Background: an optimization exercise with open tools, aiming at small area and a short achievable clock period. Do not read the settings as production practice. RTL that was checked went through simulation tests only; none was proved equivalent to the original. Some runs may be left out. An edit can pass the tests and still lose a function that they never use. For runs 2 and 3, only the layout was checked, not whether the RTL still works. No activity file was given, so power comes from the tool's default toggle rates.

==> design/flow/design.v <==
module seq_mem_4port
#(
  parameter WIDTH = 32,
  parameter SIZE = 32,
  parameter IDX_SIZE = 5
) (
  input  wire logic                clk,
  input  wire logic                reset,
  input  wire logic [IDX_SIZE-1:0] port0_addr,
  input  wire logic [IDX_SIZE-1:0] port1_addr,
  input  wire logic [IDX_SIZE-1:0] port2_addr,
  input  wire logic [IDX_SIZE-1:0] port3_addr,
  input  wire logic                port0_en,
  input  wire logic                port1_en,
  input  wire logic                port2_en,
  input  wire logic                port3_en,
  output      logic                port0_done,
  output      logic                port1_done,
  output      logic                port2_done,
  output      logic                port3_done,
  output      logic [ WIDTH-1:0] port0_read_data,
  output      logic [ WIDTH-1:0] port1_read_data,
  output      logic [ WIDTH-1:0] port2_read_data,
  output      logic [ WIDTH-1:0] port3_read_data,
  input  wire logic [ WIDTH-1:0] port0_write_data,
  input  wire logic [ WIDTH-1:0] port1_write_data,
  input  wire logic [ WIDTH-1:0] port2_write_data,
  input  wire logic [ WIDTH-1:0] port3_write_data,
  input  wire logic              port0_we,
  input  wire logic              port1_we,
  input  wire logic              port2_we,
  input  wire logic              port3_we
);
  logic [WIDTH-1:0] mem[SIZE-1:0];
  logic  content_en[0:3];
  logic  done[0:3];
  assign content_en[0] = port0_en;
  assign content_en[1] = port1_en;
  assign content_en[2] = port2_en;
  assign content_en[3] = port3_en;
  assign port0_done    = done[0];
  assign port1_done    = done[1];
  assign port2_done    = done[2];
  assign port3_done    = done[3];
  logic [IDX_SIZE-1:0] addr_buffer1[0:3];
  logic [IDX_SIZE-1:0] addr_buffer2[0:3];
  logic [IDX_SIZE-1:0] addr_buffer3[0:3];
  logic [IDX_SIZE-1:0] addr_buffer4[0:3];
  logic [WIDTH-1:0]    read_buffer1[0:3];
  logic [WIDTH-1:0]    read_buffer2[0:3];
  logic [WIDTH-1:0]    read_buffer3[0:3];
  logic [WIDTH-1:0]    read_buffer4[0:3];
  logic                write_val1[0:3];
  logic                write_val2[0:3];
  logic                write_val3[0:3];
  logic                write_val4[0:3];
  logic [WIDTH-1:0]    write_buffer1[0:3];
  logic [WIDTH-1:0]    write_buffer2[0:3];
  logic [WIDTH-1:0]    write_buffer3[0:3];
  logic [WIDTH-1:0]    write_buffer4[0:3];
  logic [IDX_SIZE-1:0] addr[0:3];
  logic [WIDTH-1:0]    read_out[0:3];
  assign addr_buffer1[0] = port0_addr;
  assign addr_buffer1[1] = port1_addr;
  assign addr_buffer1[2] = port2_addr;
  assign addr_buffer1[3] = port3_addr;
  assign port0_read_data = read_out[0];
  assign port1_read_data = read_out[1];
  assign port2_read_data = read_out[2];
  assign port3_read_data = read_out[3];
  logic             write_en[0:3];
  logic [WIDTH-1:0] write_data[0:3];
  assign write_data[0] = port0_write_data;
  assign write_data[1] = port1_write_data;
  assign write_data[2] = port2_write_data;
  assign write_data[3] = port3_write_data;
  assign write_en[0]   = port0_we;
  assign write_en[1]   = port1_we;
  assign write_en[2]   = port2_we;
  assign write_en[3]   = port3_we;
  always_ff @(posedge clk) begin
    for (int i = 0; i < 4; i=i+1) begin
      addr_buffer2[i] <= addr_buffer1[i];
      addr_buffer3[i] <= addr_buffer2[i];
      addr_buffer4[i] <= addr_buffer3[i];
      addr[i]         <= addr_buffer4[i];
    end
  end
  always_ff @(posedge clk) begin
    for (int i = 0; i < 4; i=i+1) begin
      if (reset) begin
        read_buffer1[i] <= '0;
        read_buffer2[i] <= '0;
        read_buffer3[i] <= '0;
        read_buffer4[i] <= '0;
        read_out[i]     <= '0;
      end else begin
        if (content_en[i] && !write_en[i]) begin
          read_buffer1[i] <= mem[addr_buffer1[i]];
        end else if (content_en[i] && write_en[i]) begin
          read_buffer1[i] <= '0;
        end else begin
          read_buffer1[i] <= read_buffer1[i];
        end
        read_buffer2[i] <= read_buffer1[i];
        read_buffer3[i] <= read_buffer2[i];
        read_buffer4[i] <= read_buffer3[i];
        read_out[i]     <= read_buffer4[i];
      end
    end
  end
  always_ff @(posedge clk) begin
    for (int i = 0; i < 4; i=i+1) begin
      write_buffer1[i] <= write_data[i];
      write_buffer2[i] <= write_buffer1[i];
      write_buffer3[i] <= write_buffer2[i];
      write_buffer4[i] <= write_buffer3[i];
      write_val1[i]    <= !reset && content_en[i] && write_en[i];
      write_val2[i]    <= write_val1[i];
      write_val3[i]    <= write_val2[i];
      write_val4[i]    <= write_val3[i];
      if (write_val4[i])
        mem[addr[i]] <= write_buffer4[i];
    end
  end
  always_ff @(posedge clk) begin
    for (int i = 0; i < 4; i=i+1) begin
      if (reset)
        done[i] <= '0;
      else if (content_en[i])
        done[i] <= '1;
      else
        done[i] <= '0;
    end
  end
endmodule
==> design/flow/run.sh <==
#!/bin/bash
# synth_recipe.tcl (not shown) runs the flow's synth.tcl, then flattens the netlist and writes it again
# the make line also repeats each setting of config.mk as NAME=value (left out here)
make -C /OpenROAD-flow-scripts/flow DESIGN_CONFIG=/design/flow/config.mk WORK_HOME=/design/flow/orfs CLKGATE_MAP_FILE= SYNTH_SCRIPT=/design/flow/synth_recipe.tcl finish
==> design/flow/config.mk <==
export PLATFORM = sky130hd
export DESIGN_NAME = seq_mem_4port
export DESIGN_NICKNAME = seq_mem_4port
export VERILOG_FILES = /design/flow/design.v
export SDC_FILE = /design/flow/constraint.sdc
export NUM_CORES = 4
export LEC_CHECK = 0
export CAP_MARGIN = 20
export CORE_MARGIN = 2
export CORE_UTILIZATION = 25
export SLEW_MARGIN = 20
==> design/flow/constraint.sdc <==
create_clock -name core_clock -period 4.0 [get_ports {clk}]
set_input_delay 0.8000 -clock core_clock [delete_from_list [all_inputs] [get_ports {clk}]]
set_output_delay 0.8000 -clock core_clock [all_outputs]
set_load 0.01 [all_outputs]
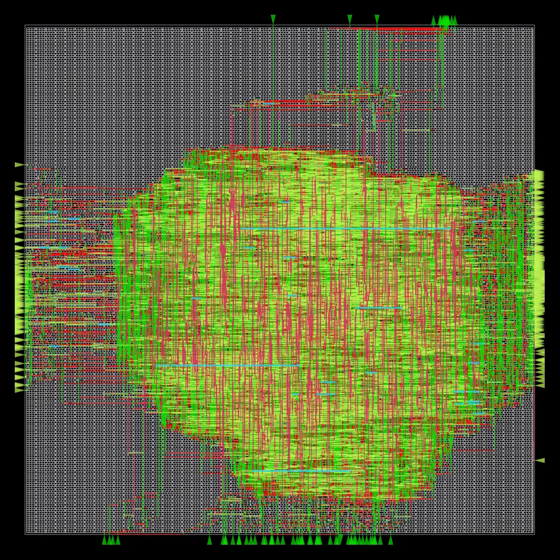
**Above:** run 1 (the routed nets).
DR WL met2: 260000 um
final WL: 681200 um
post-DR wirelength/cell: 37.20 um
GRT Total Usage: 24.91%

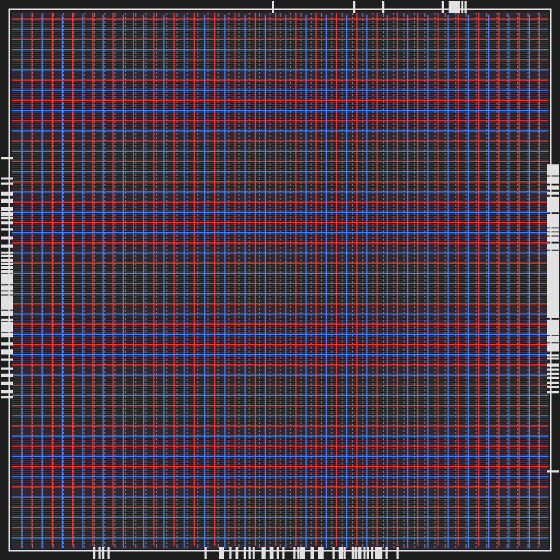
**Above:** run 1 (PDN straps and rails).
Pins as bars on the die edge. Tap cells in grey.
VDD -> red
VSS -> blue
met1 rails = 264
rows = 263
Worst VDD drop: 0.0004141 V
width of the die: 722.0 um

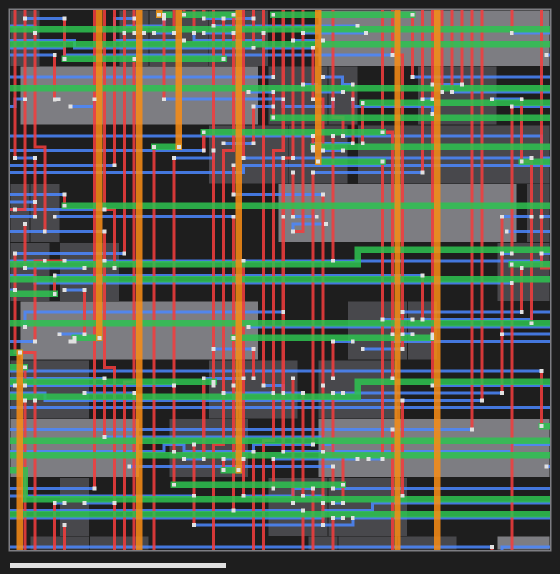
**Above:** run 1 (a small window of the routed layout).
Scale bar: 10 um. Window x 529 to 554, y 168 to 193 um. Cells in grey, sequential cells in the stronger grey; small squares are vias.
metal 1 -> blue
metal 3 -> green
metal 4 -> orange
metal 2 -> red
most frequent = mux2i_1 (7)
netlist names of flops here include = mem (6)
cells with their middle in the window = 30
sequential cells in the window = 6

==> reports/qor.csv, run 1 <==
stage;metric;value;unit
pwr;power_frac_clock;44.7;%
clocking;cts_root_buffer;clkbuf_16;
critical_path;crit_arrival;4.01;ns
synthesis;synth_xor_area_share;0;%
cells_and_area;final_common_cell;mux2i_1;
critical_path;endpoint_kind;flip-flop;
grt;grt_use_met3;12.80;%
grt;grt_pass1_vias;101700;
sta;worst_slew_pin_slew;1.414;ns
grt;grt_util_met1;31.27;%
synthesis;yosys.area.top_type_share;23.86;%
cells_and_area;num-nonclk-inverters;4;
critical_path;path_delay_family;simple AND/OR/NAND/NOR gates;
cells_and_area;drive_gt1_share;20.63;%
cells_and_area;diodes;150;
die;placementRows;263;
hold_path;hold_class;input port to flip-flop;
hold_path;min_to;write_buffer1[1][28];
pwr;switchingPower;0.01636;W
synthesis;synth_top_family_by_area;multiplexers;
clocking;post_cts_resize_count;0;
cells_and_area;fin_nets;11340;
synthesis;synth-compound-area-share;17.98;%
critical_path;cpPeakStageDelay;0.82;ns
sta;finClkSkew;0.1499;ns
cells_and_area;n_all_buffers;935;
drt;ant_nets;0;
grt;grt_use_met2;33.01;%
sta;hold_ws;0.1848;ns
cells_and_area;bufAreaShareNonClock;6.397;%
synthesis;syn_nets;11610;
synthesis;ys.flop_type;dfxtp_1;
synthesis;synth_top_cell_by_area;edfxtp_1;
die;start_util;25.11;%
critical_path;start_kind;flip-flop;
critical_path;critical_path_required;4.55;ns
grt;busiest_layer;met2;
clocking;htreeDepth;5;
critical_path;critPathSlowestCell;dfxtp_1;
critical_path;critPathCapture;mem[10][2];
clocking;clk_latency;1.07;ns
synthesis;synth-seq-area-share;43.30;%
hold_path;min_path_cells;1;
flow_run;cap_violations;0;
sta;period_share;86.55;%
drt;vias_per_cell;6.051;
critical_path;crit_start;addr[1][1];
drt;drt_iter0_markers;19320;
placement;post-place-ws;0.5916;ns
placement;gp_congestion;1.001;
die;dieArea;521300;sq um
critical_path;path_class;flip-flop to flip-flop;
cells_and_area;finalNonFillerCells;18320;
placement;dp_hpwl;435300;um
synthesis;synth_edf_count;1024;
sta;worst_slack;0.5382;ns
synthesis;synth_most_common_cell;mux2i_1;
status;status;complete, no violations;
die;fp.coreArea;513300;sq um
sta;report.final.slew_viol_count;0;
critical_path;rrSetupSlack;0.54;ns
pwr;pg_comb;0.00688;W
cells_and_area;multiInputGateArea;67560;sq um
cells_and_area;areaGrowthSynthToFinish;17.45;%
pwr;leakage;60.88;nW
cells_and_area;multi_input_area_share;44.63;%
cells_and_area;regArea;55910;sq um
critical_path;path_cells;nor2b_1 > nand2_2 > nand3_2 > buf_4;
clocking;cts_tree;yes;
clocking;cts_buffers;273;
placement;dpl-instance-area;141600;sq um
synthesis;netlist_top_cells_count;mux2i_1, dfxtp_1, clkbuf_1;
cells_and_area;seq_area_share;36.93;%
sta;max_freq;288.9;MHz
cells_and_area;flops_and_latches;2276;
synthesis;async_flop_share;0;%
synthesis;yosysUniqueCellTypes;47;
clocking;cts_max_path_buffers;4;
pwr;seqPwrFrac;43.7;%
sta;hold_viol;0;
grt;grt_start_max_net_pins;89;
synthesis;ys_warn_count;23;
cells_and_area;final-clk-cell-share;6.202;%
pwr;power_density;393.6;nW/um^2
critical_path;r2r_start;addr[1][1];
pwr;swShare;27.46;%
hold_path;hp-start;port1_write_data[28];
cells_and_area;multi_input_cells;7693;
cells_and_area;final_cell_mix;mux2i_1, dfxtp_1, nor2_1;
drt;dr_wl_met3;116000;um
synthesis;synthMuxAreaShare;27.32;%
cells_and_area;fin_area;151400;sq um
synthesis;synthTopCellsByArea;edfxtp_1, dfxtp_1, mux2i_1;
synthesis;synthSimpleGateAreaFrac;6.523;%
synthesis;netlist_area;128900;sq um
drt;highest_layer;met5;
clocking;clock_sinks;2276;
clocking;clk_pin_slew;0.06;ns
critical_path;r2r-end;mem[10][2];
sta;slew_headroom;5.274;%
clocking;cts_hold_buf;0;
critical_path;critPathMaxFanout;21;
pwr;power_leader;the clock network;
placement;io_buffers;289;
sta;fin_tns_setup;0;ns
grt;grt_pass1_wl;899800;um
==> run 2: a larger rewrite; changed files in full <==
==> design/flow/design.v <==
module seq_mem_4port
#(
  parameter WIDTH = 32,
  parameter SIZE = 32,
  parameter IDX_SIZE = 5
) (
  input  wire logic                clk,
  input  wire logic                reset,
  input  wire logic [IDX_SIZE-1:0] port0_addr,
  input  wire logic [IDX_SIZE-1:0] port1_addr,
  input  wire logic [IDX_SIZE-1:0] port2_addr,
  input  wire logic [IDX_SIZE-1:0] port3_addr,
  input  wire logic                port0_en,
  input  wire logic                port1_en,
  input  wire logic                port2_en,
  input  wire logic                port3_en,
  output      logic                port0_done,
  output      logic                port1_done,
  output      logic                port2_done,
  output      logic                port3_done,
  output      logic [ WIDTH-1:0] port0_read_data,
  output      logic [ WIDTH-1:0] port1_read_data,
  output      logic [ WIDTH-1:0] port2_read_data,
  output      logic [ WIDTH-1:0] port3_read_data,
  input  wire logic [ WIDTH-1:0] port0_write_data,
  input  wire logic [ WIDTH-1:0] port1_write_data,
  input  wire logic [ WIDTH-1:0] port2_write_data,
  input  wire logic [ WIDTH-1:0] port3_write_data,
  input  wire logic              port0_we,
  input  wire logic              port1_we,
  input  wire logic              port2_we,
  input  wire logic              port3_we
);
  logic [WIDTH-1:0] mem[SIZE-1:0];
  logic [IDX_SIZE-1:0] in_addr[0:3];
  logic                in_en[0:3];
  logic                in_we[0:3];
  logic [WIDTH-1:0]    in_wd[0:3];
  logic                done[0:3];
  logic [WIDTH-1:0]    read_out[0:3];
  assign in_addr[0] = port0_addr;
  assign in_addr[1] = port1_addr;
  assign in_addr[2] = port2_addr;
  assign in_addr[3] = port3_addr;
  assign in_en[0]   = port0_en;
  assign in_en[1]   = port1_en;
  assign in_en[2]   = port2_en;
  assign in_en[3]   = port3_en;
  assign in_we[0]   = port0_we;
  assign in_we[1]   = port1_we;
  assign in_we[2]   = port2_we;
  assign in_we[3]   = port3_we;
  assign in_wd[0]   = port0_write_data;
  assign in_wd[1]   = port1_write_data;
  assign in_wd[2]   = port2_write_data;
  assign in_wd[3]   = port3_write_data;
  assign port0_done      = done[0];
  assign port1_done      = done[1];
  assign port2_done      = done[2];
  assign port3_done      = done[3];
  assign port0_read_data = read_out[0];
  assign port1_read_data = read_out[1];
  assign port2_read_data = read_out[2];
  assign port3_read_data = read_out[3];
  logic [IDX_SIZE-1:0] s1_addr[0:3], s2_addr[0:3], s3_addr[0:3], s4_addr[0:3];
  logic                s1_rd[0:3],   s2_rd[0:3],   s3_rd[0:3],   s4_rd[0:3];
  logic                s1_wr[0:3],   s2_wr[0:3],   s3_wr[0:3],   s4_wr[0:3];
  logic [WIDTH-1:0]    s1_data[0:3], s2_data[0:3], s3_data[0:3], s4_data[0:3];
  logic [3:0] rst_hist;
  logic       clear_out;
  assign clear_out = reset | (|rst_hist);
  always_ff @(posedge clk) begin
    rst_hist <= {rst_hist[2:0], reset};
  end
  logic [SIZE-1:0]  rsel[0:3];
  logic [WIDTH-1:0] in_data[0:3];
  always_comb begin
    for (int p = 0; p < 4; p = p + 1) begin
      for (int w = 0; w < SIZE; w = w + 1)
        rsel[p][w] = ~in_we[p] & (in_addr[p] == w);
      in_data[p] = {WIDTH{in_we[p]}} & in_wd[p];
      for (int w = 0; w < SIZE; w = w + 1)
        in_data[p] = in_data[p] | ({WIDTH{rsel[p][w]}} & mem[w]);
    end
  end
  logic s3_keep[0:3];
  always_comb begin
    for (int p = 0; p < 4; p = p + 1) begin
      s3_keep[p] = s3_wr[p];
      for (int q = 0; q < 4; q = q + 1)
        if (q > p && s3_wr[q] && s3_addr[q] == s3_addr[p])
          s3_keep[p] = 1'b0;
    end
  end
  always_ff @(posedge clk) begin
    for (int p = 0; p < 4; p = p + 1) begin
      s1_addr[p] <= in_addr[p];
      s1_data[p] <= in_data[p];
      s1_rd[p]   <= in_en[p] & ~in_we[p];
      s1_wr[p]   <= in_en[p] & in_we[p] & ~reset;
      s2_addr[p] <= s1_addr[p];
      s2_rd[p]   <= s1_rd[p];
      s2_wr[p]   <= s1_wr[p];
      s2_data[p] <= s1_data[p];
      s3_addr[p] <= s2_addr[p];
      s3_rd[p]   <= s2_rd[p];
      s3_wr[p]   <= s2_wr[p];
      s3_data[p] <= s2_data[p];
      s4_addr[p] <= s3_addr[p];
      s4_rd[p]   <= s3_rd[p] | (s3_wr[p] & ~s3_keep[p]);
      s4_wr[p]   <= s3_wr[p];
      s4_data[p] <= s3_data[p];
      done[p]    <= in_en[p] & ~reset;
    end
  end
  always_ff @(posedge clk) begin
    for (int p = 0; p < 4; p = p + 1) begin
      read_out[p] <= ({WIDTH{~clear_out & s4_rd[p] & ~s4_wr[p]}} & s4_data[p])
                   | ({WIDTH{~clear_out & ~s4_rd[p] & ~s4_wr[p]}} & read_out[p]);
    end
  end
  logic [3:0] whit[0:SIZE-1];
  always_comb begin
    for (int w = 0; w < SIZE; w = w + 1)
      for (int p = 0; p < 4; p = p + 1)
        whit[w][p] = s4_wr[p] & ~s4_rd[p] & (s4_addr[p] == w);
  end
  always_ff @(posedge clk) begin
    for (int w = 0; w < SIZE; w = w + 1)
      mem[w] <= ({WIDTH{whit[w][0]}} & s4_data[0])
              | ({WIDTH{whit[w][1]}} & s4_data[1])
              | ({WIDTH{whit[w][2]}} & s4_data[2])
              | ({WIDTH{whit[w][3]}} & s4_data[3])
              | ({WIDTH{~|whit[w]}} & mem[w]);
  end
endmodule
==> design/flow/config.mk <==
export PLATFORM = sky130hd
export DESIGN_NAME = seq_mem_4port
export DESIGN_NICKNAME = seq_mem_4port
export VERILOG_FILES = /design/flow/design.v
export SDC_FILE = /design/flow/constraint.sdc
export NUM_CORES = 4
export LEC_CHECK = 0
export CAP_MARGIN = 20
export CORE_MARGIN = 2
export CORE_UTILIZATION = 50
export SETUP_SLACK_MARGIN = 1.6
export SLEW_MARGIN = 20
==> reports/qor.csv, run 2 <==
stage;metric;value;unit
status;status;stopped before the end;
status;failing_step;global routing (5_1_grt);
status;tool.error;[ERROR GRT-0116] Global routing finished with congestion. Check the congestion regions in the DRC Viewer.;
die;num_io_pins;290;
grt;gr-total-overflow;10660;
synthesis;synth_most_common_cell;a22oi_1;
die;start_util;50.43;%
clocking;post_cts_resize_count;467;
synthesis;synthSimpleGateAreaFrac;21.51;%
placement;io_buffers;289;
clocking;cts_root_buffer;clkbuf_16;
placement;dpl-instance-area;109200;sq um
synthesis;yosysUniqueCellTypes;71;
placement;dp.cells;13690;
clocking;clock_sinks;1784;
grt;grt_use_met2;110.1;%
grt;grt.total_usage;102.2;%
synthesis;synthTopCellsByArea;dfxtp_1, a22oi_1, nand3_1;
grt;grt_use_met3;97.59;%
synthesis;yosys.area.top_type_share;37.63;%
die;fp.dieW;439.7;um
synthesis;ys.flop_type;dfxtp_1;
clocking;cts_hold_buf;0;
clocking;postCtsSetupBuffers;109;
synthesis;synth_edf_count;0;
grt;busiest_layer;met2;
synthesis;synthMuxAreaShare;1.756;%
clocking;htreeDepth;4;
synthesis;synth-seq-area-share;37.63;%
synthesis;synth_top_cell_by_area;dfxtp_1;
clocking;cts_buffers;187;
grt;grt_pass1_wl;1397000;um
synthesis;synth_seq_cells;1784;
die;placementRows;159;
synthesis;synthAdderAreaFrac;0;%
synthesis;netlist_top_cells_count;a22oi_1, dfxtp_1, clkbuf_1;
placement;post-place-ws;0.04759;ns
die;die_h;439.7;um
synthesis;syn_inst;11520;
synthesis;ys_warn_count;28;
synthesis;syn_nets;11680;
placement;dp_hpwl;611100;um
synthesis;synth-compound-area-share;32.22;%
synthesis;synth_xor_area_share;0.2769;%
synthesis;synth_top_family_by_area;compound AO/OA/AOI/OAI gates;
grt;grt_start_max_net_pins;38;
placement;gp_congestion;1.441;
synthesis;synth.avg_cell_area;8.240;sq um
grt;grt_pass1_vias;145800;
synthesis;netlist_area;94900;sq um
synthesis;async_flop_share;0;%
grt;grt_util_met1;99.83;%
clocking;cts_max_path_buffers;3;
==> run 3: changes to the inputs <==
--- a/design/flow/config.mk
+++ b/design/flow/config.mk
@@ -7,6 +7,6 @@
 export LEC_CHECK = 0
 export CAP_MARGIN = 20
 export CORE_MARGIN = 2
-export CORE_UTILIZATION = 50
+export CORE_UTILIZATION = 35
 export SETUP_SLACK_MARGIN = 1.6
 export SLEW_MARGIN = 20
==> reports/qor.csv, run 3 <==
stage;metric;value;unit
placement;gp_congestion;1.308;
synthesis;syn_nets;11680;
clocking;cts_max_path_buffers;4;
synthesis;synth-compound-area-share;32.22;%
die;num_io_pins;290;
placement;dp_hpwl;743300;um
synthesis;yosysUniqueCellTypes;71;
grt;grt_use_met2;92.94;%
placement;dp.cells;14940;
clocking;cts_buffers;211;
clocking;postCtsSetupBuffers;119;
synthesis;synth_top_family_by_area;compound AO/OA/AOI/OAI gates;
synthesis;ys_warn_count;28;
synthesis;async_flop_share;0;%
synthesis;synth-seq-area-share;37.63;%
grt;grt_pass1_vias;145600;
synthesis;synthAdderAreaFrac;0;%
grt;grt_pass1_wl;1644000;um
grt;grt.total_usage;87.13;%
die;start_util;35.11;%
synthesis;syn_inst;11520;
placement;post-place-ws;-0.08372;ns
clocking;post_cts_resize_count;546;
die;placementRows;191;
synthesis;synthSimpleGateAreaFrac;21.51;%
synthesis;synth_most_common_cell;a22oi_1;
synthesis;netlist_area;94900;sq um
synthesis;synthMuxAreaShare;1.756;%
synthesis;yosys.area.top_type_share;37.63;%
die;die_h;524.7;um
clocking;cts_root_buffer;clkbuf_16;
status;status;stopped before the end;
grt;gr-total-overflow;390;
synthesis;synth_seq_cells;1784;
status;tool.error;[ERROR GRT-0116] Global routing finished with congestion. Check the congestion regions in the DRC Viewer.;
grt;busiest_layer;met2;
synthesis;synth.avg_cell_area;8.240;sq um
grt;grt_util_met1;89.71;%
clocking;htreeDepth;4;
status;failing_step;global routing (5_1_grt);
grt;grt_start_max_net_pins;34;
placement;io_buffers;289;
synthesis;synthTopCellsByArea;dfxtp_1, a22oi_1, nand3_1;
die;fp.dieW;524.7;um
grt;grt_use_met3;81.88;%
synthesis;synth_top_cell_by_area;dfxtp_1;
synthesis;synth_xor_area_share;0.2769;%
placement;dpl-instance-area;114100;sq um
synthesis;synth_edf_count;0;
clocking;clock_sinks;1784;
synthesis;netlist_top_cells_count;a22oi_1, dfxtp_1, clkbuf_1;
synthesis;ys.flop_type;dfxtp_1;
clocking;cts_hold_buf;0;
==> run 4: changes to the inputs <==
--- a/design/flow/design.v
+++ b/design/flow/design.v
@@ -62,7 +62,8 @@
   assign port1_read_data = read_out[1];
   assign port2_read_data = read_out[2];
   assign port3_read_data = read_out[3];
-  logic [IDX_SIZE-1:0] s1_addr[0:3], s2_addr[0:3], s3_addr[0:3], s4_addr[0:3];
+  logic [IDX_SIZE-1:0] s1_addr[0:3], s2_addr[0:3], s3_addr[0:3];
+  logic [SIZE-1:0]     s4_hit[0:3];
   logic                s1_rd[0:3],   s2_rd[0:3],   s3_rd[0:3],   s4_rd[0:3];
   logic                s1_wr[0:3],   s2_wr[0:3],   s3_wr[0:3],   s4_wr[0:3];
   logic [WIDTH-1:0]    s1_data[0:3], s2_data[0:3], s3_data[0:3], s4_data[0:3];
@@ -106,8 +107,9 @@
       s3_rd[p]   <= s2_rd[p];
       s3_wr[p]   <= s2_wr[p];
       s3_data[p] <= s2_data[p];
-      s4_addr[p] <= s3_addr[p];
-      s4_rd[p]   <= s3_rd[p] | (s3_wr[p] & ~s3_keep[p]);
+      for (int w = 0; w < SIZE; w = w + 1)
+        s4_hit[p][w] <= s3_keep[p] & (s3_addr[p] == w);
+      s4_rd[p]   <= s3_rd[p];
       s4_wr[p]   <= s3_wr[p];
       s4_data[p] <= s3_data[p];
       done[p]    <= in_en[p] & ~reset;
@@ -115,7 +117,7 @@
   end
   always_ff @(posedge clk) begin
     for (int p = 0; p < 4; p = p + 1) begin
-      read_out[p] <= ({WIDTH{~clear_out & s4_rd[p] & ~s4_wr[p]}} & s4_data[p])
+      read_out[p] <= ({WIDTH{~clear_out & s4_rd[p]}} & s4_data[p])
                    | ({WIDTH{~clear_out & ~s4_rd[p] & ~s4_wr[p]}} & read_out[p]);
     end
   end
@@ -123,7 +125,7 @@
   always_comb begin
     for (int w = 0; w < SIZE; w = w + 1)
       for (int p = 0; p < 4; p = p + 1)
-        whit[w][p] = s4_wr[p] & ~s4_rd[p] & (s4_addr[p] == w);
+        whit[w][p] = s4_hit[p][w];
   end
   always_ff @(posedge clk) begin
     for (int w = 0; w < SIZE; w = w + 1)
--- a/design/flow/config.mk
+++ b/design/flow/config.mk
@@ -7,6 +7,8 @@
 export LEC_CHECK = 0
 export CAP_MARGIN = 20
 export CORE_MARGIN = 2
-export CORE_UTILIZATION = 35
-export SETUP_SLACK_MARGIN = 1.6
+export CORE_UTILIZATION = 30
+export CTS_CLUSTER_DIAMETER = 150
+export CTS_CLUSTER_SIZE = 30
+export SETUP_SLACK_MARGIN = 1.8
 export SLEW_MARGIN = 20
==> reports/qor.csv, run 4 <==
stage;metric;value;unit
status;status;stopped before the end;
status;failing_step;global routing (5_1_grt);
status;tool.error;[ERROR GRT-0232] Routing congestion too high. Check the congestion heatmap in the GUI.;
die;placementRows;209;
grt;grt_util_met1;80.75;%
synthesis;synthTopCellsByArea;dfxtp_1, a22oi_1, nand3_1;
synthesis;async_flop_share;0;%
clocking;cts_buffers;84;
clocking;htreeDepth;3;
grt;grt_use_met3;70.64;%
placement;dp_hpwl;915900;um
clocking;cts_max_path_buffers;4;
placement;dpl-instance-area;116800;sq um
grt;busiest_layer;met2;
synthesis;synth_edf_count;0;
placement;dp.cells;15920;
synthesis;synth-seq-area-share;38.64;%
placement;io_buffers;289;
placement;post-place-ws;-0.03838;ns
synthesis;yosysUniqueCellTypes;81;
synthesis;synth_top_cell_by_area;dfxtp_1;
die;start_util;30.18;%
synthesis;syn_nets;11950;
synthesis;synthMuxAreaShare;2.078;%
grt;gr-total-overflow;1;
synthesis;synthAdderAreaFrac;0;%
die;fp.dieW;575.6;um
grt;grt_start_max_net_pins;43;
synthesis;syn_inst;11790;
synthesis;ys.flop_type;dfxtp_1;
synthesis;synth.avg_cell_area;8.317;sq um
synthesis;synth_most_common_cell;a22oi_1;
clocking;cts_root_buffer;clkbuf_16;
die;num_io_pins;290;
synthesis;synth-compound-area-share;31.65;%
clocking;post_cts_resize_count;980;
synthesis;synth_top_family_by_area;compound AO/OA/AOI/OAI gates;
clocking;postCtsSetupBuffers;98;
synthesis;netlist_area;98030;sq um
grt;grt.total_usage;79.13;%
synthesis;synth_xor_area_share;0.2680;%
synthesis;yosys.area.top_type_share;38.64;%
grt;grt_use_met2;88.41;%
synthesis;netlist_top_cells_count;a22oi_1, dfxtp_1, clkbuf_1;
die;die_h;575.6;um
synthesis;synthSimpleGateAreaFrac;20.43;%
clocking;cts_hold_buf;0;
synthesis;ys_warn_count;28;
synthesis;synth_seq_cells;1892;
clocking;clock_sinks;1892;
placement;gp_congestion;1.218;
==> run 5: changes to the inputs <==
==> design/flow/flow/run.sh (new file) <==
#!/bin/bash
# The standard layout, with one change in synthesis: the combinational logic
# is mapped with flow/area.abc instead of ORFS's speed script (flow/abc_proc.tcl
# swaps the script in ABC's arguments). Registers are mapped as in the
# standard synthesis. Each step's full output is in orfs/logs; standard.sh's
# own output is in standard.log.
set -euo pipefail
here=$(pwd)
export AREA_ABC_SCRIPT=$here/flow/area.abc
{ head -n 1 synth_recipe.tcl; cat flow/abc_proc.tcl; tail -n +2 synth_recipe.tcl; } > area_synth.tcl
bash standard.sh SYNTH_SCRIPT=$here/area_synth.tcl > standard.log 2>&1
==> design/flow/flow/abc_proc.tcl (new file) <==
# Map the logic with flow/area.abc (area-recovering mapping) in place of
# ORFS's speed script, and without a222oi_1, which has no stronger size;
# everything else in the synthesis is the standard flow's own.
proc abc {args} {
  set i [lsearch -exact $args -script]
  if {$i >= 0} { lset args [expr {$i + 1}] $::env(AREA_ABC_SCRIPT) }
  yosys abc {*}$args -dont_use sky130_fd_sc_hd__a222oi_1
}
==> design/flow/flow/area.abc (new file) <==
&get -n
&st
&syn2
&dch -f
&nf -R 1000
&put
==> design/flow/standard.sh (new file) <==
#!/bin/bash
# synth_recipe.tcl (not shown) runs the flow's synth.tcl, then flattens the netlist and writes it again
# the make line also repeats each setting of config.mk as NAME=value (left out here)
make -C /OpenROAD-flow-scripts/flow DESIGN_CONFIG=/design/flow/config.mk WORK_HOME=/design/flow/orfs CLKGATE_MAP_FILE= SYNTH_SCRIPT=/design/flow/synth_recipe.tcl "${@:-finish}"
--- a/design/flow/config.mk
+++ b/design/flow/config.mk
@@ -7,8 +7,9 @@
 export LEC_CHECK = 0
 export CAP_MARGIN = 20
 export CORE_MARGIN = 2
-export CORE_UTILIZATION = 30
-export CTS_CLUSTER_DIAMETER = 150
-export CTS_CLUSTER_SIZE = 30
+export CORE_UTILIZATION = 22
+export CTS_CLUSTER_DIAMETER = 100
+export CTS_CLUSTER_SIZE = 20
+export PLACE_DENSITY = 0.45
 export SETUP_SLACK_MARGIN = 1.8
 export SLEW_MARGIN = 20
removed: design/flow/run.sh
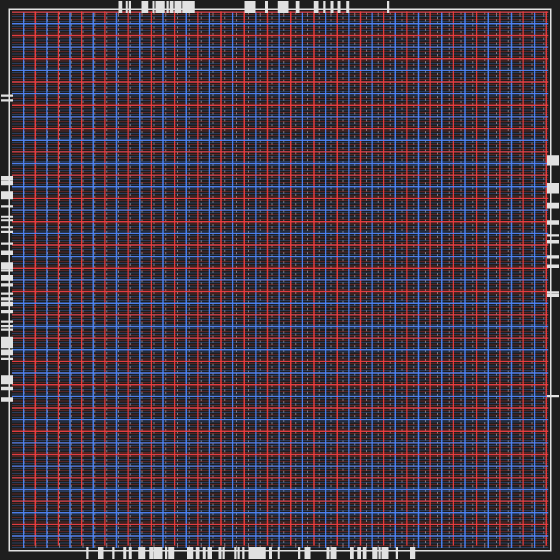
**Above:** run 5 (PDN straps and rails).
Pins as bars on the die edge. Tap cells in grey.
Worst VDD drop: 0.0003021 V
Die Ht: 630.8 um
Core Region: 392000 sq um
width of the die: 630.8 um

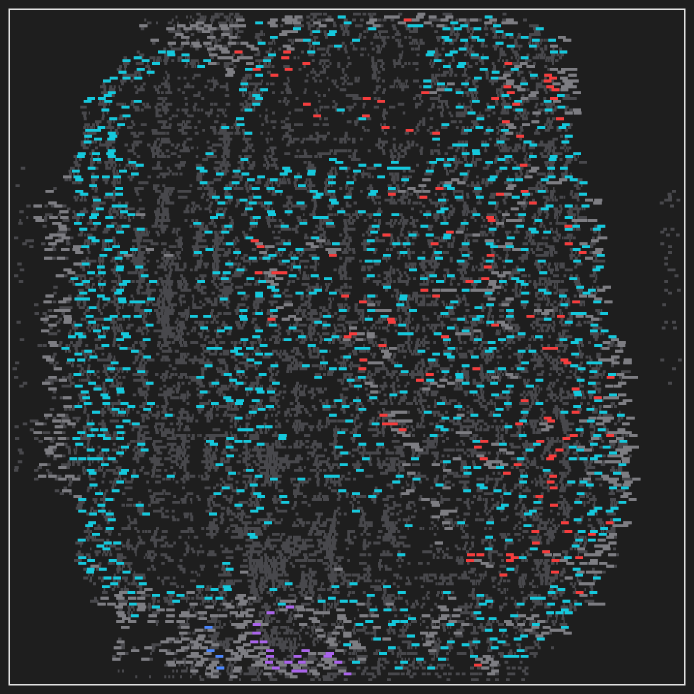
**Above:** run 5 (where the registers sit).
mem -> cyan  # flops 1024, where spread over the die
s1_data -> red  # flops 128
s4_rd -> blue  # flops 4
s3_addr -> purple  # flops 20, where bottom middle
not coloured = 716
FF/Latch Area: 38360 sq um
P_seq: 0.0261 W
Final Util: 30.54%
Seq area share: 32.05%

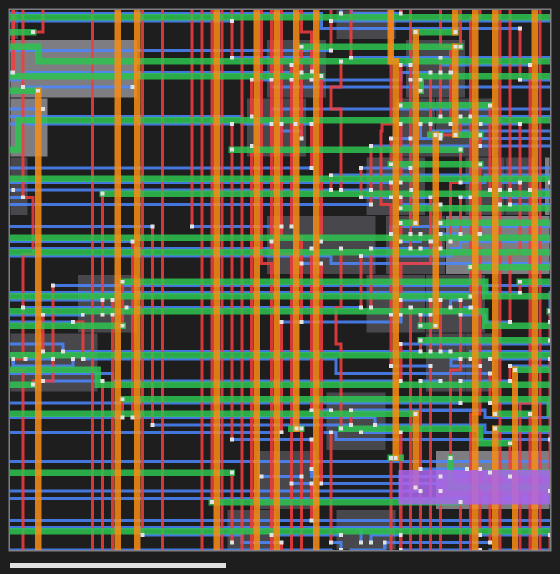
**Above:** run 5 (a small window of the routed layout).
Scale bar: 10 um. Window x 461 to 486, y 145 to 170 um. Cells in grey, sequential cells in the stronger grey; small squares are vias.
metal 5 -> purple
metal 2 -> red
metal 3 -> green
metal 4 -> orange
metal 1 -> blue
sequential cells in the window = 3
cells with their middle in the window = 24
netlist names of flops here include = mem (3)
most frequent = a22oi_1 (12), nand3_1 (3), dfxtp_1 (3)

==> reports/qor.csv, run 5 <==
stage;metric;value;unit
synthesis;synth_xor_area_share;0.3040;%
sta;worst_slew_pin_slew;1.324;ns
synthesis;ys.flop_type;dfxtp_1;
placement;dp.cells;16080;
drt;routed_wl;806900;um
pwr;power_leader;registers;
clocking;clk_latency;0.94;ns
synthesis;synth_top_cell_by_area;dfxtp_1;
synthesis;netlist_area;86450;sq um
synthesis;synthTopCellsByArea;dfxtp_1, a22oi_1, nand3_1;
clocking;cts_root_buffer;clkbuf_16;
flow_run;cap_violations;0;
drt;ant_nets;0;
clocking;cts_tree;yes;
critical_path;critical_path_required;4.54;ns
critical_path;critPathBufInv;4;
cells_and_area;final_cell_mix;a22oi_1, dfxtp_1, nand2_1;
synthesis;yosys.area.top_type_share;43.82;%
hold_path;min_path_cells;1;
clocking;cts_max_path_buffers;4;
drt;wire_per_inst;48.49;um
placement;gp_congestion;1.047;
synthesis;yosysUniqueCellTypes;26;
grt;gr-total-overflow;0;
die;num_io_pins;290;
pwr;swShare;37.22;%
sta;fin_tns_setup;0;ns
cells_and_area;diodes;26;
synthesis;synth_seq_cells;1892;
sta;hold_viol;0;
cells_and_area;num-nonclk-inverters;1;
hold_path;min_to;s1_addr[1][3];
drt;route.met2.wl;319600;um
synthesis;synthAdderAreaFrac;0;%
cells_and_area;bufAreaShareNonClock;13.91;%
synthesis;synth_edf_count;0;
critical_path;endpoint_kind;flip-flop;
drt;drt_iter0_markers;22910;
synthesis;syn_nets;9641;
synthesis;synth_most_common_cell;a22oi_1;
critical_path;r2r_start;mem[15][12];
sta;hold_ws;0.03221;ns
grt;grt_util_met1;47.77;%
cells_and_area;fin_nets;11490;
sta;period_share;67.27;%
critical_path;crit_arrival;3.23;ns
clocking;clock_sinks;1892;
cells_and_area;fin_area;119700;sq um
drt;highest_layer;met5;
synthesis;synth_top_family_by_area;compound AO/OA/AOI/OAI gates;
die;placementRows;230;
critical_path;path_delay_family;simple AND/OR/NAND/NOR gates;
cells_and_area;drive_gt1_share;24.44;%
drt;dr_wl_met3;112600;um
cells_and_area;finalNonFillerCells;16640;
clocking;htreeDepth;4;
sta;max_freq;371.6;MHz
pwr;pg_comb;0.00593;W
pwr;power_density;395.0;nW/um^2
cells_and_area;final-clk-cell-share;3.485;%
grt;grt_use_met3;15.61;%
clocking;cts_buffers;134;
placement;dpl-instance-area;107800;sq um
cells_and_area;n_all_buffers;1700;
grt;grt_pass1_vias;104800;
die;start_util;22.06;%
clocking;post_cts_resize_count;1336;
cells_and_area;multi_input_area_share;45.05;%
cells_and_area;multi_input_cells;7602;
sta;report.final.slew_viol_count;0;
critical_path;r2r-end;s1_data[0][12];
grt;grt_pass1_wl;1044000;um
clocking;postCtsSetupBuffers;216;
synthesis;synth.avg_cell_area;9.116;sq um
synthesis;syn_inst;9483;
critical_path;crit_start;port0_addr[4];
drt;vias_per_cell;6.866;
cells_and_area;flops_and_latches;1892;
critical_path;cpPeakStageDelay;0.64;ns
clocking;cts_hold_buf;1;
cells_and_area;final_common_cell;a22oi_1;
sta;finClkSkew;0.06517;ns
sta;slew_headroom;11.72;%
critical_path;critPathSlowestCell;nand4_1;
critical_path;critPathMaxFanout;32;
synthesis;synth-seq-area-share;43.82;%
critical_path;worst-path-stages;11;
pwr;leakage;43.89;nW
critical_path;start_kind;input port;
synthesis;ys_warn_count;28;
cells_and_area;multiInputGateArea;53930;sq um
grt;grt_start_max_net_pins;35;
status;status;complete, no violations;
die;dieArea;398000;sq um
critical_path;path_cells;buf_6 > buf_12 > nor2b_4 > nand2_2 > buf_12 > nor2_4 > buf_12 > a221oi_4 > nand3_4 > nor3_4 > nand4_1;
grt;busiest_layer;met2;
grt;grt_use_met2;54.25;%
critical_path;rrSetupSlack;1.53;ns
pwr;power_frac_clock;32.3;%
placement;io_buffers;289;
synthesis;async_flop_share;0;%
grt;grt.total_usage;38.48;%
clocking;clk_pin_slew;0.09;ns
synthesis;synthMuxAreaShare;0;%
placement;post-place-ws;-0.7198;ns
synthesis;synth-compound-area-share;38.11;%
hold_path;hp-start;port1_addr[3];
==> run 6: changes to the inputs <==
==> design/flow/flow/run.sh (replaced) <==
#!/bin/bash
# The standard layout, with the memory array's flip-flops placed in a regular
# grid before global placement (flow/preplace.tcl) and released after it
# (flow/unfix.tcl). Each step's full output is in orfs/logs; standard.sh's
# own output is in standard.log.
set -euo pipefail
here=$(pwd)
export ARRAY_PITCH_X=${ARRAY_PITCH_X:-12.5}
export ARRAY_PITCH_Y=${ARRAY_PITCH_Y:-12.5}
export PRE_GLOBAL_PLACE_SKIP_IO_TCL=$here/flow/preplace.tcl
export PRE_GLOBAL_PLACE_TCL=$here/flow/preplace_check.tcl
export POST_GLOBAL_PLACE_TCL=$here/flow/unfix.tcl
bash standard.sh > standard.log 2>&1
==> design/flow/flow/preplace.tcl (new file) <==
# Place the memory array's flip-flops in a regular grid (bit b in column b,
# word w in row w) at the centre of the core and fix them for global
# placement; unfix.tcl releases them afterwards.
set block [ord::get_db_block]
set pitch_x $::env(ARRAY_PITCH_X)
set pitch_y $::env(ARRAY_PITCH_Y)
set dbu [$block getDbUnitsPerMicron]
set core [$block getCoreArea]
set cx [expr {([$core xMin] + [$core xMax]) / 2}]
set cy [expr {([$core yMin] + [$core yMax]) / 2}]
set px [expr {round($pitch_x * $dbu)}]
set py [expr {round($pitch_y * $dbu)}]
set x0 [expr {$cx - 16 * $px}]
set y0 [expr {$cy - 16 * $py}]

# rows by their y origin
set rows {}
foreach row [$block getRows] {
  set o [$row getOrigin]
  lappend rows [list [lindex $o 1] [lindex $o 0] $row]
}
set rows [lsort -integer -index 0 $rows]
set row_h [[[lindex [lindex $rows 0] 2] getSite] getHeight]
set site_w [[[lindex [lindex $rows 0] 2] getSite] getWidth]
set ry0 [lindex [lindex $rows 0] 0]

# occupied x intervals per row index, from the cells already placed (tap cells)
array set occ {}
foreach inst [$block getInsts] {
  if {![$inst isPlaced]} continue
  set bb [$inst getBBox]
  set r [expr {([$bb yMin] - $ry0) / $row_h}]
  lappend occ($r) [list [$bb xMin] [$bb xMax]]
}

proc free_at {r x w} {
  upvar occ occ
  if {![info exists occ($r)]} { return 1 }
  foreach iv $occ($r) {
    if {$x < [lindex $iv 1] && $x + $w > [lindex $iv 0]} { return 0 }
  }
  return 1
}

set n 0
foreach inst [$block getInsts] {
  set name [$inst getName]
  if {![regexp {^mem\\?\[(\d+)\\?\]\\?\[(\d+)\\?\]} $name -> w b]} continue
  set master [$inst getMaster]
  set w_dbu [$master getWidth]
  set tx [expr {$x0 + $b * $px}]
  set ty [expr {$y0 + $w * $py}]
  set r [expr {int(round(double($ty - $ry0) / $row_h))}]
  set rowrec [lindex $rows $r]
  set rx0 [lindex $rowrec 1]
  set x [expr {$rx0 + (($tx - $rx0) / $site_w) * $site_w}]
  while {![free_at $r $x $w_dbu]} { set x [expr {$x + $site_w}] }
  lappend occ($r) [list $x [expr {$x + $w_dbu}]]
  $inst setOrient [[lindex $rowrec 2] getOrient]
  $inst setLocation $x [lindex $rowrec 0]
  $inst setPlacementStatus FIRM
  incr n
}
puts "preplace: fixed $n memory flip-flops in a 32 x 32 grid, pitch $pitch_x x $pitch_y um"
==> design/flow/flow/preplace_check.tcl (new file) <==
# Report how many instances are held in place for global placement.
set n 0
foreach inst [[ord::get_db_block] getInsts] {
  if {[$inst getPlacementStatus] == "FIRM"} { incr n }
}
puts "preplace_check: $n instances held in place"
==> design/flow/flow/unfix.tcl (new file) <==
# Release the memory flip-flops that preplace.tcl fixed.
set n 0
foreach inst [[ord::get_db_block] getInsts] {
  if {[$inst getPlacementStatus] == "FIRM"} {
    $inst setPlacementStatus PLACED
    incr n
  }
}
puts "unfix: released $n instances"
==> design/flow/config.mk (replaced) <==
export PLATFORM = sky130hd
export DESIGN_NAME = seq_mem_4port
export DESIGN_NICKNAME = seq_mem_4port
export VERILOG_FILES = /design/flow/design.v
export SDC_FILE = /design/flow/constraint.sdc
export NUM_CORES = 4
export LEC_CHECK = 0
export CAP_MARGIN = 20
export CORE_MARGIN = 2
export CORE_UTILIZATION = 40
export CTS_CLUSTER_DIAMETER = 150
export CTS_CLUSTER_SIZE = 30
export SETUP_SLACK_MARGIN = 1.6
export SLEW_MARGIN = 20
removed: design/flow/flow/abc_proc.tcl
removed: design/flow/flow/area.abc
==> reports/qor.csv, run 6 <==
stage;metric;value;unit
status;status;stopped before the end;
status;failing_step;global routing (5_1_grt);
status;tool.error;[ERROR GRT-0116] Global routing finished with congestion. Check the congestion regions in the DRC Viewer.;
synthesis;synth.avg_cell_area;8.317;sq um
clocking;htreeDepth;3;
grt;grt.total_usage;95.97;%
clocking;post_cts_resize_count;323;
synthesis;synth_edf_count;0;
die;start_util;40.27;%
placement;dpl-instance-area;113000;sq um
clocking;postCtsSetupBuffers;80;
placement;io_buffers;289;
synthesis;ys.flop_type;dfxtp_1;
synthesis;synth_top_cell_by_area;dfxtp_1;
synthesis;synth-compound-area-share;31.65;%
placement;dp.cells;14760;
grt;grt_pass1_wl;1655000;um
synthesis;yosys.area.top_type_share;38.64;%
synthesis;synth-seq-area-share;38.64;%
grt;grt_start_max_net_pins;38;
synthesis;yosysUniqueCellTypes;81;
clocking;cts_hold_buf;0;
synthesis;synth_top_family_by_area;compound AO/OA/AOI/OAI gates;
synthesis;async_flop_share;0;%
grt;grt_pass1_vias;143900;
synthesis;synthTopCellsByArea;dfxtp_1, a22oi_1, nand3_1;
die;die_h;499.1;um
clocking;cts_buffers;74;
synthesis;ys_warn_count;28;
die;num_io_pins;290;
clocking;cts_root_buffer;clkbuf_16;
synthesis;netlist_area;98030;sq um
clocking;clock_sinks;1892;
synthesis;synthSimpleGateAreaFrac;20.43;%
synthesis;synthAdderAreaFrac;0;%
placement;dp_hpwl;813200;um
grt;busiest_layer;met2;
synthesis;synth_most_common_cell;a22oi_1;
grt;grt_use_met2;116.5;%
synthesis;synthMuxAreaShare;2.078;%
clocking;cts_max_path_buffers;3;
die;placementRows;181;
die;fp.dieW;499.1;um
grt;gr-total-overflow;16820;
synthesis;syn_nets;11950;
placement;post-place-ws;-0.02846;ns
synthesis;synth_xor_area_share;0.2680;%
grt;grt_use_met3;80.42;%
synthesis;synth_seq_cells;1892;
synthesis;syn_inst;11790;
grt;grt_util_met1;91.79;%
synthesis;netlist_top_cells_count;a22oi_1, dfxtp_1, clkbuf_1;
==> run 7: changes to the inputs <==
--- a/design/flow/flow/run.sh
+++ b/design/flow/flow/run.sh
@@ -5,8 +5,8 @@
 # own output is in standard.log.
 set -euo pipefail
 here=$(pwd)
-export ARRAY_PITCH_X=${ARRAY_PITCH_X:-12.5}
-export ARRAY_PITCH_Y=${ARRAY_PITCH_Y:-12.5}
+export ARRAY_PITCH_X=${ARRAY_PITCH_X:-15}
+export ARRAY_PITCH_Y=${ARRAY_PITCH_Y:-15}
 export PRE_GLOBAL_PLACE_SKIP_IO_TCL=$here/flow/preplace.tcl
 export PRE_GLOBAL_PLACE_TCL=$here/flow/preplace_check.tcl
 export POST_GLOBAL_PLACE_TCL=$here/flow/unfix.tcl
--- a/design/flow/config.mk
+++ b/design/flow/config.mk
@@ -7,8 +7,9 @@
 export LEC_CHECK = 0
 export CAP_MARGIN = 20
 export CORE_MARGIN = 2
-export CORE_UTILIZATION = 40
+export CORE_UTILIZATION = 25
 export CTS_CLUSTER_DIAMETER = 150
 export CTS_CLUSTER_SIZE = 30
-export SETUP_SLACK_MARGIN = 1.6
+export PLACE_DENSITY = 0.5
+export SETUP_SLACK_MARGIN = 1.8
 export SLEW_MARGIN = 20
==> reports/qor.csv, run 7 <==
stage;metric;value;unit
synthesis;synth_top_cell_by_area;dfxtp_1;
synthesis;synthAdderAreaFrac;0;%
clocking;cts_root_buffer;clkbuf_16;
synthesis;ys_warn_count;28;
status;status;stopped before the end;
synthesis;netlist_area;98030;sq um
grt;grt_use_met3;67.36;%
status;tool.error;[ERROR GRT-0116] Global routing finished with congestion. Check the congestion regions in the DRC Viewer.;
placement;dp_hpwl;1017000;um
placement;post-place-ws;-0.05819;ns
clocking;clock_sinks;1892;
synthesis;synth_most_common_cell;a22oi_1;
synthesis;synth_edf_count;0;
synthesis;netlist_top_cells_count;a22oi_1, dfxtp_1, clkbuf_1;
synthesis;yosysUniqueCellTypes;81;
synthesis;synthTopCellsByArea;dfxtp_1, a22oi_1, nand3_1;
clocking;cts_max_path_buffers;4;
synthesis;synthMuxAreaShare;2.078;%
synthesis;syn_nets;11950;
clocking;cts_buffers;82;
die;num_io_pins;290;
synthesis;synth.avg_cell_area;8.317;sq um
grt;grt_start_max_net_pins;34;
synthesis;synth_xor_area_share;0.2680;%
synthesis;synthSimpleGateAreaFrac;20.43;%
die;fp.dieW;630.2;um
synthesis;yosys.area.top_type_share;38.64;%
grt;grt.total_usage;80.03;%
clocking;htreeDepth;3;
clocking;postCtsSetupBuffers;227;
synthesis;ys.flop_type;dfxtp_1;
clocking;cts_hold_buf;1;
placement;io_buffers;289;
synthesis;synth_top_family_by_area;compound AO/OA/AOI/OAI gates;
clocking;post_cts_resize_count;1261;
status;failing_step;global routing (5_1_grt);
grt;grt_use_met2;91.55;%
synthesis;synth_seq_cells;1892;
synthesis;synth-seq-area-share;38.64;%
grt;grt_util_met1;83.00;%
die;placementRows;229;
grt;grt_pass1_wl;2192000;um
grt;grt_pass1_vias;165000;
die;start_util;25.16;%
die;die_h;630.2;um
synthesis;async_flop_share;0;%
synthesis;syn_inst;11790;
grt;busiest_layer;met2;
placement;dpl-instance-area;118800;sq um
grt;gr-total-overflow;8786;
synthesis;synth-compound-area-share;31.65;%
placement;dp.cells;16990;

separate check: timing with driven ports:
How much do the figures lean on ideal ports? The routed layouts below were timed once more, with nothing changed but the port constraints.
Step 1: set_driving_cell puts a clkbuf_16 on clk and a buf_2 on each other input, an assumption about the parent block.
Step 2, shift: input delay + t, output delay - t, t = (earliest + latest rising clock arrival at the registers) / 2. This alone moves slack from input paths to output paths.
Slacks: ideal ports / drivers / drivers and shift; pairs: ideal ports / drivers.
| run | shift t [ns] | slack for setup (ns) | hold WS [ns] | worst setup path after step 2 | latest minus earliest clock arrival (ns) |
|---|---|---|---|---|---|
| run 1 | 1.111 | 0.538 / 0.538 / 0.237 | 0.185 / 0.114 / 0.249 | input to register | 0.153 / 0.153 |
| run 5 | 1.016 | 1.309 / 1.377 / 0.362 | 0.032 / -0.022 / 0.318 | input to register | 0.068 / 0.069 |
After both steps every run listed still meets setup and hold. The setup slack of run 5, which loses most, moves by +0.068 ns with the drivers and by -0.947 ns with both steps.
